This is an optimization exercise on Yosys and OpenROAD, whose aim is small area, a short achievable clock period and few clock cycles per item, not a production implementation.
Only simulation tests tie the RTL to the original design; equivalence was not proved.
Power is estimated from default activity; no workload was simulated.

==> flow/design.v <==
parameter   WORD_WIDTH = 32,
            MSG_BLOCK_SIZE = 512;
function [31:0] sigma0 (input [31:0] w);
    sigma0 = ({w[7 - 1 : 0], w[31 : 7]}) ^ ({w[18 - 1 : 0], w[31 : 18]}) ^ (w >> 3);
endfunction
function [31:0] sigma1 (input [31:0] w);
    sigma1 = {w[17 - 1 : 0], w[31 : 17]} ^ {w[19 - 1 : 0], w[31 : 19]} ^ (w >> 10);
endfunction
function [31:0] SIGMA0 (input [31:0] w);
    SIGMA0 = {w[2 - 1 : 0], w[31 : 2]} ^ {w[13 - 1 : 0], w[31 : 13]} ^ {w[22 - 1 : 0], w[31 : 22]};
endfunction
function [31:0] SIGMA1 (input [31:0] w);
    SIGMA1 = ({w[6 - 1 : 0], w[31 : 6]}) ^ ({w[11 - 1 : 0], w[31 : 11]}) ^ ({w[25 - 1 : 0], w[31 : 25]});
endfunction
function [31:0] ch;
    input [31:0] x;
    input [31:0] y;
    input [31:0] z;
    ch = (x & y) ^ (~x & z);
endfunction
function [31:0] maj;
    input [31:0] x;
    input [31:0] y;
    input [31:0] z;
    maj = (x & y) ^ (x & z) ^ (y & z);
endfunction
`timescale 1ns / 1ps
module reg_delay #(parameter WIDTH = 32, NUM_DELAYS = 4) (
    output [WIDTH - 1 : 0] out,
    input clk,
    input [WIDTH - 1 : 0] in
    );
    reg [WIDTH - 1 : 0] delay [NUM_DELAYS - 1 : 0];
    assign out = delay[NUM_DELAYS - 1];
    integer i;
    always @(posedge clk) begin
        delay[0] <= in;
        for (i = 0; i < NUM_DELAYS - 1; i = i + 1) begin
            delay[i + 1] <= delay[i];
        end
    end
endmodule
`timescale 1ns / 1ps
module rom #(parameter WORD_WIDTH = 32, NUM_WORDS = 4, FILE = "default.mem") (
    output reg [WORD_WIDTH - 1 : 0] out,
    input [$clog2(NUM_WORDS) - 1 : 0] addr
    );
    always @(*) begin
        case (addr)
            6'd0: out = 32'h428a2f98;
            6'd1: out = 32'h71374491;
            6'd2: out = 32'hb5c0fbcf;
            6'd3: out = 32'he9b5dba5;
            6'd4: out = 32'h3956c25b;
            6'd5: out = 32'h59f111f1;
            6'd6: out = 32'h923f82a4;
            6'd7: out = 32'hab1c5ed5;
            6'd8: out = 32'hd807aa98;
            6'd9: out = 32'h12835b01;
            6'd10: out = 32'h243185be;
            6'd11: out = 32'h550c7dc3;
            6'd12: out = 32'h72be5d74;
            6'd13: out = 32'h80deb1fe;
            6'd14: out = 32'h9bdc06a7;
            6'd15: out = 32'hc19bf174;
            6'd16: out = 32'he49b69c1;
            6'd17: out = 32'hefbe4786;
            6'd18: out = 32'h0fc19dc6;
            6'd19: out = 32'h240ca1cc;
            6'd20: out = 32'h2de92c6f;
            6'd21: out = 32'h4a7484aa;
            6'd22: out = 32'h5cb0a9dc;
            6'd23: out = 32'h76f988da;
            6'd24: out = 32'h983e5152;
            6'd25: out = 32'ha831c66d;
            6'd26: out = 32'hb00327c8;
            6'd27: out = 32'hbf597fc7;
            6'd28: out = 32'hc6e00bf3;
            6'd29: out = 32'hd5a79147;
            6'd30: out = 32'h06ca6351;
            6'd31: out = 32'h14292967;
            6'd32: out = 32'h27b70a85;
            6'd33: out = 32'h2e1b2138;
            6'd34: out = 32'h4d2c6dfc;
            6'd35: out = 32'h53380d13;
            6'd36: out = 32'h650a7354;
            6'd37: out = 32'h766a0abb;
            6'd38: out = 32'h81c2c92e;
            6'd39: out = 32'h92722c85;
            6'd40: out = 32'ha2bfe8a1;
            6'd41: out = 32'ha81a664b;
            6'd42: out = 32'hc24b8b70;
            6'd43: out = 32'hc76c51a3;
            6'd44: out = 32'hd192e819;
            6'd45: out = 32'hd6990624;
            6'd46: out = 32'hf40e3585;
            6'd47: out = 32'h106aa070;
            6'd48: out = 32'h19a4c116;
            6'd49: out = 32'h1e376c08;
            6'd50: out = 32'h2748774c;
            6'd51: out = 32'h34b0bcb5;
            6'd52: out = 32'h391c0cb3;
            6'd53: out = 32'h4ed8aa4a;
            6'd54: out = 32'h5b9cca4f;
            6'd55: out = 32'h682e6ff3;
            6'd56: out = 32'h748f82ee;
            6'd57: out = 32'h78a5636f;
            6'd58: out = 32'h84c87814;
            6'd59: out = 32'h8cc70208;
            6'd60: out = 32'h90befffa;
            6'd61: out = 32'ha4506ceb;
            6'd62: out = 32'hbef9a3f7;
            6'd63: out = 32'hc67178f2;
            default: out = 32'h00000000;
        endcase
    end
endmodule
module scheduler (
    output [31:0] sch_msg,
    input clk,
    input en,
    input load,
    input [31:0] msg
);
parameter   WORD_WIDTH = 32,
            MSG_BLOCK_SIZE = 512;
function [31:0] sigma0 (input [31:0] w);
    sigma0 = ({w[7 - 1 : 0], w[31 : 7]}) ^ ({w[18 - 1 : 0], w[31 : 18]}) ^ (w >> 3);
endfunction
function [31:0] sigma1 (input [31:0] w);
    sigma1 = {w[17 - 1 : 0], w[31 : 17]} ^ {w[19 - 1 : 0], w[31 : 19]} ^ (w >> 10);
endfunction
function [31:0] SIGMA0 (input [31:0] w);
    SIGMA0 = {w[2 - 1 : 0], w[31 : 2]} ^ {w[13 - 1 : 0], w[31 : 13]} ^ {w[22 - 1 : 0], w[31 : 22]};
endfunction
function [31:0] SIGMA1 (input [31:0] w);
    SIGMA1 = ({w[6 - 1 : 0], w[31 : 6]}) ^ ({w[11 - 1 : 0], w[31 : 11]}) ^ ({w[25 - 1 : 0], w[31 : 25]});
endfunction
function [31:0] ch;
    input [31:0] x;
    input [31:0] y;
    input [31:0] z;
    ch = (x & y) ^ (~x & z);
endfunction
function [31:0] maj;
    input [31:0] x;
    input [31:0] y;
    input [31:0] z;
    maj = (x & y) ^ (x & z) ^ (y & z);
endfunction
;
localparam NUM_REGS = MSG_BLOCK_SIZE / WORD_WIDTH;
reg [WORD_WIDTH - 1 : 0] cir_buf [NUM_REGS - 1 : 0];
wire [31:0] sch_calc;
assign sch_msg = cir_buf[0];
assign sch_calc = sigma0(cir_buf[15 - 1]) + sigma1(cir_buf[2 - 1]) + cir_buf[7 - 1] + cir_buf[16 - 1];
always @(posedge clk) begin
    if (en) begin
        cir_buf[0] <= (load) ? msg : sch_calc;
    end
end
integer i;
always @(posedge clk) begin
    if (en) begin
        for (i = 0; i < NUM_REGS - 1; i = i + 1) begin
            cir_buf[i + 1] <= cir_buf[i];
        end
    end
end
endmodule
`timescale 1ns / 1ps
module compressor (
    output reg [31:0] A,
    output reg [31:0] B,
    output reg [31:0] C,
    output reg [31:0] D,
    output reg [31:0] E,
    output reg [31:0] F,
    output reg [31:0] G,
    output reg [31:0] H,
    input clk,
    input [31:0] hash0,
    input [31:0] hash1,
    input [31:0] hash2,
    input [31:0] hash3,
    input [31:0] hash4,
    input [31:0] hash5,
    input [31:0] hash6,
    input [31:0] hash7,
    input [31:0] w,
    input [31:0] k,
    input en,
    input init
    );
parameter   WORD_WIDTH = 32,
            MSG_BLOCK_SIZE = 512;
function [31:0] sigma0 (input [31:0] w);
    sigma0 = ({w[7 - 1 : 0], w[31 : 7]}) ^ ({w[18 - 1 : 0], w[31 : 18]}) ^ (w >> 3);
endfunction
function [31:0] sigma1 (input [31:0] w);
    sigma1 = {w[17 - 1 : 0], w[31 : 17]} ^ {w[19 - 1 : 0], w[31 : 19]} ^ (w >> 10);
endfunction
function [31:0] SIGMA0 (input [31:0] w);
    SIGMA0 = {w[2 - 1 : 0], w[31 : 2]} ^ {w[13 - 1 : 0], w[31 : 13]} ^ {w[22 - 1 : 0], w[31 : 22]};
endfunction
function [31:0] SIGMA1 (input [31:0] w);
    SIGMA1 = ({w[6 - 1 : 0], w[31 : 6]}) ^ ({w[11 - 1 : 0], w[31 : 11]}) ^ ({w[25 - 1 : 0], w[31 : 25]});
endfunction
function [31:0] ch;
    input [31:0] x;
    input [31:0] y;
    input [31:0] z;
    ch = (x & y) ^ (~x & z);
endfunction
function [31:0] maj;
    input [31:0] x;
    input [31:0] y;
    input [31:0] z;
    maj = (x & y) ^ (x & z) ^ (y & z);
endfunction
;
    wire [31:0] temp1, temp2;
    assign temp1 = H + k + w + SIGMA1(E) + ch(E, F, G);
    assign temp2 = SIGMA0(A) + maj(A, B, C);
    always @(posedge clk) begin
        if (en) begin
            if(init) begin
                A <= hash0;
                B <= hash1;
                C <= hash2;
                D <= hash3;
                E <= hash4;
                F <= hash5;
                G <= hash6;
                H <= hash7;
            end
            else begin
                A <= temp1 + temp2;
                B <= A;
                C <= B;
                D <= C;
                E <= D + temp1;
                F <= E;
                G <= F;
                H <= G;
            end
        end
    end
endmodule
`timescale 1ns / 1ps
module hasher(
    output reg [31:0] hash0,
    output reg [31:0] hash1,
    output reg [31:0] hash2,
    output reg [31:0] hash3,
    output reg [31:0] hash4,
    output reg [31:0] hash5,
    output reg [31:0] hash6,
    output reg [31:0] hash7,
    input clk,
    input [31:0] A,
    input [31:0] B,
    input [31:0] C,
    input [31:0] D,
    input [31:0] E,
    input [31:0] F,
    input [31:0] G,
    input [31:0] H,
    input wen,
    input init
    );
    wire [31:0]  new_hash0, new_hash1, new_hash2, new_hash3, 
                new_hash4, new_hash5, new_hash6, new_hash7;
    assign new_hash0 = hash0 + A;
    assign new_hash1 = hash1 + B;
    assign new_hash2 = hash2 + C;
    assign new_hash3 = hash3 + D;
    assign new_hash4 = hash4 + E;
    assign new_hash5 = hash5 + F;
    assign new_hash6 = hash6 + G;
    assign new_hash7 = hash7 + H;
    always @(posedge clk) begin
        if (wen) begin
            if (init) begin
                hash0 <= 32'h6a09e667;
                hash1 <= 32'hbb67ae85;
                hash2 <= 32'h3c6ef372;
                hash3 <= 32'ha54ff53a;
                hash4 <= 32'h510e527f;
                hash5 <= 32'h9b05688c;
                hash6 <= 32'h1f83d9ab;
                hash7 <= 32'h5be0cd19;
            end
            else begin
                hash0 <= new_hash0;
                hash1 <= new_hash1;
                hash2 <= new_hash2;
                hash3 <= new_hash3;
                hash4 <= new_hash4;
                hash5 <= new_hash5;
                hash6 <= new_hash6;
                hash7 <= new_hash7;
            end
        end
    end
endmodule
`timescale 1ns / 1ps
module sha256_update_no_padder(
    output [31:0] hash0,
    output [31:0] hash1,
    output [31:0] hash2,
    output [31:0] hash3,
    output [31:0] hash4,
    output [31:0] hash5,
    output [31:0] hash6,
    output [31:0] hash7,
    output [3:0] block_offset, 
    output reg [54:0] cur_block,
    output done,
    output reg error,
    input clk,
    input [31:0] w,
    input update,
    input en,
    input reset
    );
    localparam  STATE_IDLE = 9'd1,
                STATE_INIT0 = 9'd2,
                STATE_INIT1 = 9'd4,
                STATE_START = 9'd8,
                STATE_PREPROC_COMP = 9'd16,
                STATE_ROUND_CALC = 9'd32,
                STATE_COMP_IMD_HASH = 9'd64,
                STATE_DONE = 9'd128,
                STATE_ERROR = 9'd256;
    localparam  KVAL_ADDR_DELAY = 1,
                HASH_CONTROL_DELAY = 1,
                COMP_CONTROL_DELAY = 1,
                DONE_CONTROL_DELAY = 1;
    reg [8:0] state, next_state;
    reg [5:0] round_counter;
    reg en_round_counter;
    reg reset_round_counter;
    wire [5:0] kval_addr_delay;
    wire first_block;
    reg en_cur_block_counter;
    reg hash_wen;
    reg init_hash;
    wire [31:0]  hash0_to_comp, hash1_to_comp, hash2_to_comp, hash3_to_comp, 
                hash4_to_comp, hash5_to_comp, hash6_to_comp, hash7_to_comp;
    wire [31:0] scheduled_msg;   
    reg en_sch;
    reg load_sch;
    reg init_comp;
    reg en_comp;
    wire [31:0]  k;
    wire [31:0]  A_comp_to_hasher, 
                B_comp_to_hasher, 
                C_comp_to_hasher, 
                D_comp_to_hasher, 
                E_comp_to_hasher, 
                F_comp_to_hasher, 
                G_comp_to_hasher, 
                H_comp_to_hasher;
    wire en_comp_delayed;
    wire init_comp_delayed;
    wire done_delayed;
    reg done_control;
    assign done = done_delayed;
    assign hash0 = hash0_to_comp;
    assign hash1 = hash1_to_comp;
    assign hash2 = hash2_to_comp;
    assign hash3 = hash3_to_comp;
    assign hash4 = hash4_to_comp;
    assign hash5 = hash5_to_comp;
    assign hash6 = hash6_to_comp;
    assign hash7 = hash7_to_comp;
    assign block_offset = round_counter;
    assign first_block = (cur_block == 0);
    reg_delay #(
        .WIDTH(6),
        .NUM_DELAYS(KVAL_ADDR_DELAY)
        )
        kval_addr_delay_inst (
        .out(kval_addr_delay),
        .clk(clk),
        .in(round_counter)
        );
    reg_delay #(
        .WIDTH(2),
        .NUM_DELAYS(HASH_CONTROL_DELAY)
        )
        hash_control_delays (
            .out({hash_wen_delayed, init_hash_delayed}),
            .in({hash_wen, init_hash}),
            .clk(clk)
        ); 
    reg_delay #(
        .WIDTH(1),
        .NUM_DELAYS(DONE_CONTROL_DELAY)
        )
        done_control_delay (
            .out(done_delayed),
            .in(done_control),
            .clk(clk)
        );
    reg_delay #(
        .WIDTH(2),
        .NUM_DELAYS(COMP_CONTROL_DELAY)
        )
        comp_control_delays (
            .out({en_comp_delayed, init_comp_delayed}),
            .in({en_comp, init_comp}),
            .clk(clk)
        );
    rom #(
        .WORD_WIDTH(32),
        .NUM_WORDS(64),
        .FILE("kvals.mem")
        ) 
        kvals (
        .out(k),
        .addr(kval_addr_delay)
        );
    scheduler sch_inst (
        .sch_msg(scheduled_msg),
        .clk(clk),
        .en(en_sch),
        .load(load_sch),
        .msg(w)
        );
    compressor comp_inst (
        .A(A_comp_to_hasher),
        .B(B_comp_to_hasher),
        .C(C_comp_to_hasher),
        .D(D_comp_to_hasher),
        .E(E_comp_to_hasher),
        .F(F_comp_to_hasher),
        .G(G_comp_to_hasher),
        .H(H_comp_to_hasher),
        .clk(clk),
        .hash0(hash0_to_comp),
        .hash1(hash1_to_comp),
        .hash2(hash2_to_comp),
        .hash3(hash3_to_comp),
        .hash4(hash4_to_comp),
        .hash5(hash5_to_comp),
        .hash6(hash6_to_comp),
        .hash7(hash7_to_comp),
        .w(scheduled_msg),
        .k(k),
        .en(en_comp_delayed),
        .init(init_comp_delayed)
        );
    hasher hasher_inst (
        .hash0(hash0_to_comp),
        .hash1(hash1_to_comp),
        .hash2(hash2_to_comp),
        .hash3(hash3_to_comp),
        .hash4(hash4_to_comp),
        .hash5(hash5_to_comp),
        .hash6(hash6_to_comp),
        .hash7(hash7_to_comp),
        .clk(clk),
        .A(A_comp_to_hasher),
        .B(B_comp_to_hasher),
        .C(C_comp_to_hasher),
        .D(D_comp_to_hasher),
        .E(E_comp_to_hasher),
        .F(F_comp_to_hasher),
        .G(G_comp_to_hasher),
        .H(H_comp_to_hasher),
        .wen(hash_wen_delayed),
        .init(init_hash_delayed)
    );
    always @(posedge clk) begin
        if (reset)
            cur_block <= 0;
        else begin
            if (en_cur_block_counter)
                cur_block <= cur_block + 1;
        end
    end
    always @(posedge clk) begin
        if (reset_round_counter) 
            round_counter <= 0;
        else begin
            if (en_round_counter)
                round_counter <= round_counter + 1;
        end
    end
    always @(posedge clk) begin
        if (reset) begin
            state <= STATE_IDLE;
        end
        else begin
            if (en)
                state <= next_state;
        end
    end
    always @(*) begin
        next_state = state;
        case(state)
            STATE_IDLE: begin
                if (update)
                    next_state = STATE_INIT0;
            end
            STATE_INIT0:
                next_state = STATE_INIT1;
            STATE_INIT1:
                next_state = STATE_START;
            STATE_START:
                next_state = STATE_PREPROC_COMP;
            STATE_PREPROC_COMP: begin
                if (round_counter >= 15)
                    next_state = STATE_ROUND_CALC;
            end
            STATE_ROUND_CALC: begin
                if (round_counter == 63)
                    next_state = STATE_COMP_IMD_HASH;
            end
            STATE_COMP_IMD_HASH: 
                next_state = STATE_DONE;
            STATE_DONE: 
                next_state = STATE_IDLE;
            default:
                next_state = STATE_ERROR;        
        endcase
    end
    always @(*) begin
        en_round_counter = 0;
        reset_round_counter = 0;
        hash_wen = 0;
        init_hash = 0;
        en_sch = 0;
        load_sch = 0;
        init_comp = 0;
        en_comp = 0;
        done_control = 0;
        en_cur_block_counter = 0;
        error = 0;
        case (state)
            STATE_IDLE: begin
                reset_round_counter = 1;
            end
            STATE_INIT0: begin
                if(first_block) begin
                    hash_wen = 1;
                    init_hash = 1;
                end
            end
            STATE_INIT1: begin
                init_comp = 1;
                en_comp = 1;
            end
            STATE_START: begin
                en_sch = 1;
                load_sch = 1;
                en_comp = 1;
                en_round_counter = 1;
            end
            STATE_PREPROC_COMP: begin
                en_sch = 1;
                load_sch = 1;
                en_comp = 1;
                en_round_counter = 1;
            end
            STATE_ROUND_CALC: begin
                en_sch = 1;
                en_comp = 1;
                en_round_counter = 1;
            end
            STATE_COMP_IMD_HASH: begin
                hash_wen = 1;
            end
            STATE_DONE: begin
                done_control = 1;
                en_cur_block_counter = 1;
            end
            STATE_ERROR:
                error = 1;
            default:
                error = 1;
        endcase
    end
endmodule
==> flow/run.sh <==
#!/bin/bash
# synth_recipe.tcl (not shown) runs the flow's synth.tcl, then flattens the netlist and writes it again
# the make line also repeats each setting of config.mk as NAME=value (left out here)
make -C /OpenROAD-flow-scripts/flow DESIGN_CONFIG=/design/flow/config.mk WORK_HOME=/design/flow/orfs CLKGATE_MAP_FILE= SYNTH_SCRIPT=/design/flow/synth_recipe.tcl finish
==> flow/config.mk <==
export PLATFORM = sky130hd
export DESIGN_NAME = sha256_update_no_padder
export DESIGN_NICKNAME = sha256_update_no_padder
export VERILOG_FILES = /design/flow/design.v
export SDC_FILE = /design/flow/constraint.sdc
export NUM_CORES = 4
export LEC_CHECK = 0
export CAP_MARGIN = 20
export CORE_MARGIN = 2
export CORE_UTILIZATION = 40
export SLEW_MARGIN = 20
==> flow/constraint.sdc <==
create_clock -name core_clock -period 8.5 [get_ports {clk}]
set_input_delay 1.7000 -clock core_clock [delete_from_list [all_inputs] [get_ports {clk}]]
set_output_delay 1.7000 -clock core_clock [all_outputs]
set_load 0.01 [all_outputs]
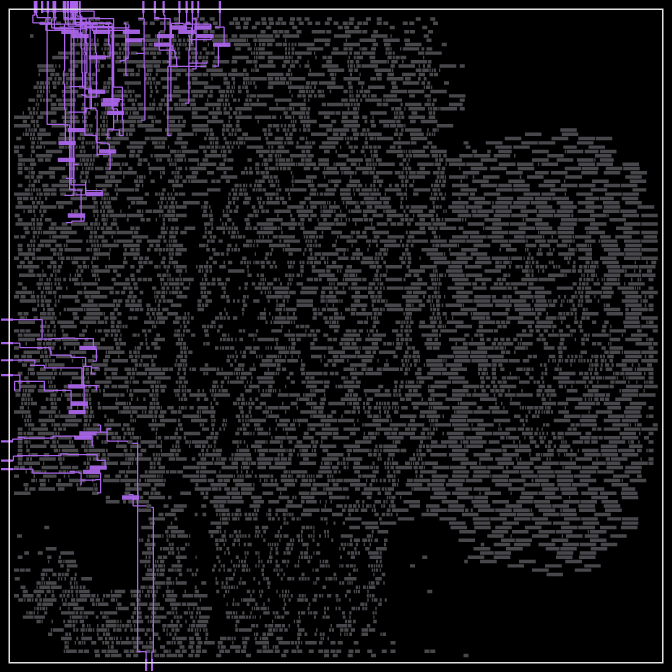
Fig. 1. I/O nets highlighted.
Key: `hash2` = purple [bits 32, direction output, edge 23 top, 7 left, 2 bottom, end cells 32, buffers 32, wire 3230 microns]
Port Buffer Count: 352
I/O pins: 353

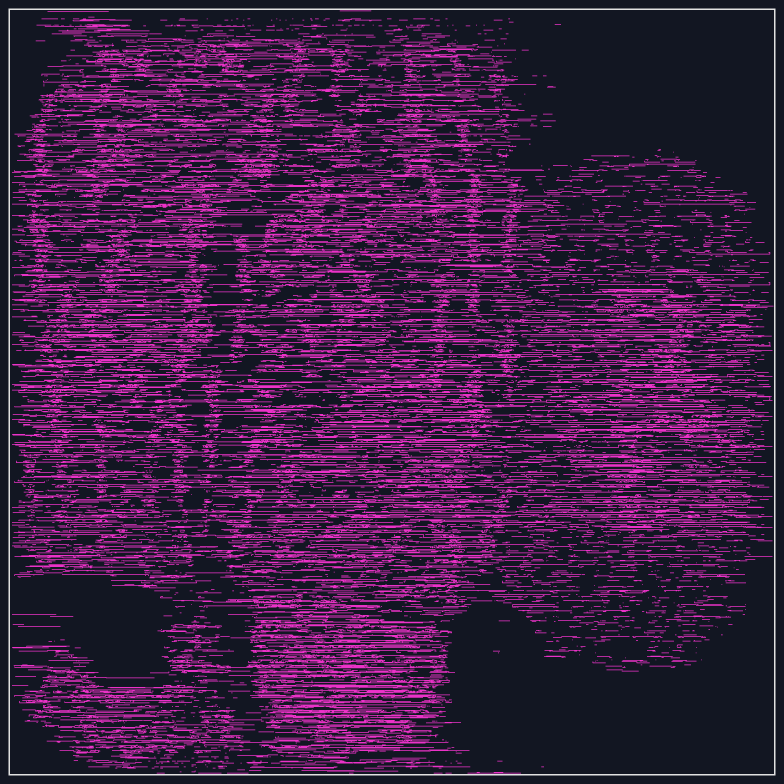
Fig. 2. Signal wires on met1.
6723 nets have wire on it. The layer carries 91.3 mm of wire. The layer holds 41% of the routed length. The longest straight run is 88.3 microns. The wires run mostly horizontal.
GR Layer Usage met1: 31.9%
via count of the routed design: 48400
final routed wirelength across all metal layers: 220000 microns

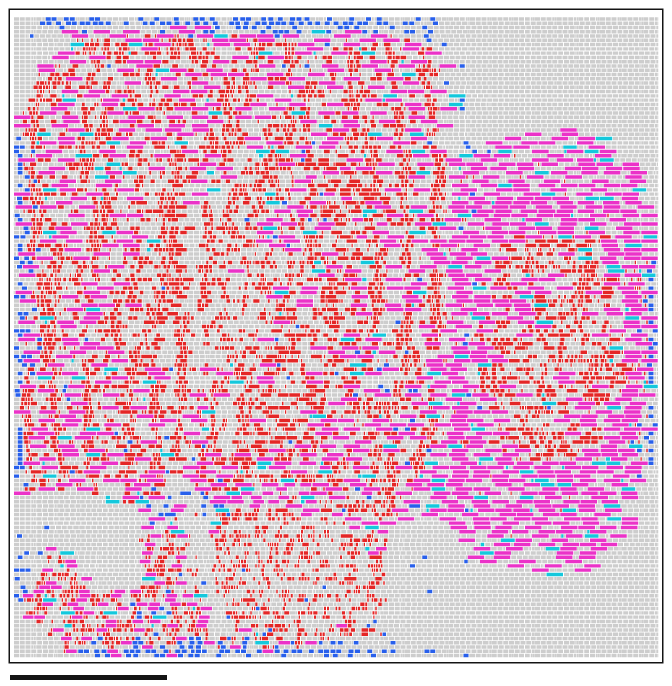
Fig. 3. Cell classes on the final placement.
The bar under the picture is 100 microns long. Fill, decap, tap and diode cells in grey.
Key: other buffers and delay cells = blue [cells 413, share of their area 5.3%]; clock drivers and dummy loads = cyan [cells 242, share of their area 5.8%]; flops = magenta [cells 1131, share of their area 44%]; combinational and other logic = red [cells 4676, share of their area 45%]
flip-flop and latch share of the layout cell area: 42.3%
final design utilization: 46.5%

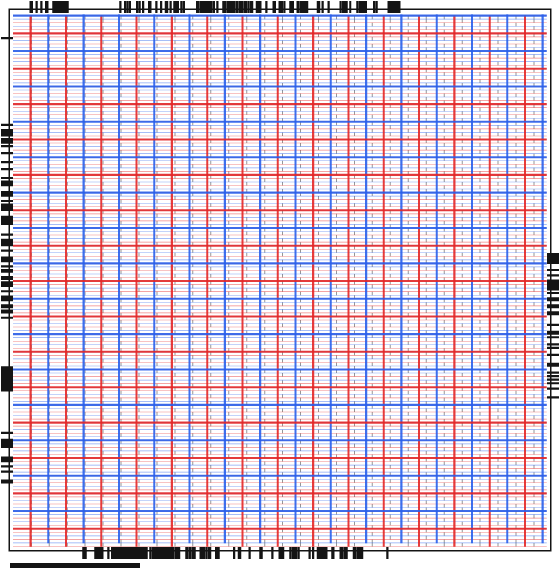
Fig. 4. PDN straps and rails.
The bar under the picture is 100 microns long. Pins as bars on the die edge. Tap cells in grey.
Key: VDD = blue; VSS = red
30 straps on met4. 353 signal pins sit on the boundary.
Die Span X: 415 microns
area inside the core boundary: 167000 sq um
Peak VDD IR: 0.000182 V
DIE HEIGHT: 415 microns

==> impl_table.tex <==
\begin{tabular}{lr}
\hline
Metric & Value \\
\hline
\multicolumn{2}{l}{\textbf{Outcome}} \\
Status & finished clean \\
\multicolumn{2}{l}{\textbf{Route}} \\
TritonRoute pass-1 iters & 6 \\
Routed len/inst & between 20 and 30 microns \\
Number of DRC violations after detailed routing & 0 \\
Amount of wire on met3 after detailed routing & 10500 microns \\
\multicolumn{2}{l}{\textbf{Worst setup path}} \\
Crit Reg-Reg Endpoint & comp\_inst.A[30]\$\_DFFE\_PP\_ \\
Slowest cell on crit path & sky130\_fd\_sc\_hd\_\_fa\_1 \\
Worst-case register-to-register setup slack & around 520 ps \\
Crit. End Element & flop \\
Worst r2r src & comp\_inst.E[15]\$\_DFFE\_PP\_ \\
Data required time of the worst path & 9020 ps \\
Critical path startpoint category & flop \\
Type of the worst setup path & reg -> reg \\
Number of logic stages on the critical path including buffering & 30 \\
\multicolumn{2}{l}{\textbf{Power and ir drop}} \\
Reported sequential group power & between 6 and 7 mW \\
Power drawn by the combinational cells & roughly 900 uW \\
Leakage power of the design & about 30 nW \\
Post-layout power & 12.8 mW \\
Pwr Density & around 160 nW/um\^{}2 \\
Seq pwr share & 47.8\% \\
Internal Power & 9.84 mW \\
Net Sw Power & around 3.0 mW \\
\multicolumn{2}{l}{\textbf{Floorplan}} \\
Area of the die & 172000 sq um \\
Starting density of the core & 40.4\% \\
\multicolumn{2}{l}{\textbf{Global routing}} \\
Most crowded layer after global routing & met2 \\
Wire length of the first global-routing pass & 321000 microns \\
Met2 Use GR & 42.3\% \\
Number of global-route vias before repair & about 48000 \\
Maximum number of pins on one net before global-route repair & 185 \\
\multicolumn{2}{l}{\textbf{Synthesis}} \\
Top cells by area in the synthesized netlist & sky130\_fd\_sc\_hd\_\_edfxtp\_1, sky130\_fd\_sc\_hd\_\_ha\_1, sky130\_fd\_sc\_hd\_\_fa\_1 \\
Count of state elements after synthesis & approximately 1100 \\
Compound-gate portion of the synthesized area & 12.2\% \\
Area leader, netlist & sky130\_fd\_sc\_hd\_\_edfxtp\_1 \\
Adder-cell share of the synthesized area & 13.4\% \\
Library cell with the highest instance count after synthesis & sky130\_fd\_sc\_hd\_\_edfxtp\_1 \\
Multiplexer area fraction after synthesis & 4.23\% \\
Count of flip-flops with a built-in enable after synthesis & 1024 \\
Area share of the largest cell type after synthesis & 45.5\% \\
Proportion of synthesized chip area in sequential cells & between 40\% and 50\% \\
Leading cell types by count after synthesis & sky130\_fd\_sc\_hd\_\_edfxtp\_1, sky130\_fd\_sc\_hd\_\_inv\_1, sky130\_fd\_sc\_hd\_\_nand2\_1, sky130\_fd\_sc\_hd\_\_nor2\_1, sky130\_fd\_sc\_hd\_\_ha\_1 \\
\multicolumn{2}{l}{\textbf{Placed design}} \\
Number of placed instances with taps included & 8423 \\
Placer congestion estimate & 0.953 \\
Detailed placer's ending HPWL & 167000 microns \\
\multicolumn{2}{l}{\textbf{Final layout}} \\
Number of signal-net inverters in the final layout & 476 \\
Post-layout instance count excluding filler cells & 8677 \\
Number of flip-flops under the largest register name & 512 \\
Final non-clock buffer share & under 10\% \\
Multi-input gate share of the layout cell area & 41.1\% \\
Post-route cell area & around 80000 sq um \\
Clock buffer count in the final layout & 178 \\
Number of filler instances in the final layout & 15300 \\
Number of diodes added for antenna fixing & 11 \\
Commonest cells after routing, fill and taps aside & sky130\_fd\_sc\_hd\_\_edfxtp\_1, sky130\_fd\_sc\_hd\_\_inv\_1, sky130\_fd\_sc\_hd\_\_nand2\_1, sky130\_fd\_sc\_hd\_\_nor2\_1, sky130\_fd\_sc\_hd\_\_ha\_1 \\
Footprint of the flip-flops and latches & 32900 sq um \\
\multicolumn{2}{l}{\textbf{CTS}} \\
Clock latency on the worst-skew pair & 780 ps \\
Hold buffer count at cts & 0 \\
Post-CTS setup buffer count & 0 \\
Level count of the clock H-tree & 4 \\
CTS tree & yes \\
Total of cells resized after clock tree synthesis & 0 \\
\multicolumn{2}{l}{\textbf{Timing}} \\
Final period util & between 90\% and 100\% \\
Relative max-transition margin & 24.7\% \\
FMAX & 125 MHz \\
Fin Hold WS & a little over 400 ps \\
Number of slew-limit violations in the final report & 0 \\
Final-report setup violation count & 0 \\
Final period demand of the worst path & 7980 ps \\
Slew of the pin with the lowest slew margin & 1130 ps \\
Final hold violation count & 0 \\
Worst setup slack after layout & around 520 ps \\
\multicolumn{2}{l}{\textbf{Min path}} \\
Hold Path Stages & 0 \\
Hold Startpoint & sch\_inst.cir\_buf[12][9]\$\_DFFE\_PP\_ \\
Hold Crit Class & reg -> reg \\
\hline
\end{tabular}
Testbench counts, summed over its fixed seeds: cycles 18,230, blocks 262.

port drivers added, routing unchanged:
No port has a modelled driver above. Below, the same layout with a new extraction and two added sets of constraints. Step 1, drivers: a clkbuf_16 drives clk and a buf_2 each remaining input, both assumed. Step 2, shift: input delay + t, output delay - t, t = (earliest + latest rising clock arrival at the registers) / 2. This alone moves slack from input paths to output paths. a / b / c = ideal ports / drivers / drivers and shift; a / b = the first two.
shift t [ns]: 0.853
setup slack, ns: 0.524 / 0.524 / 0.524
worst hold slack (ns): 0.411 / 0.411 / 0.411
After both steps this run still meets setup and hold. For this run, drivers alone change the setup slack by 0.000 ns; drivers and shift together by 0.000 ns.
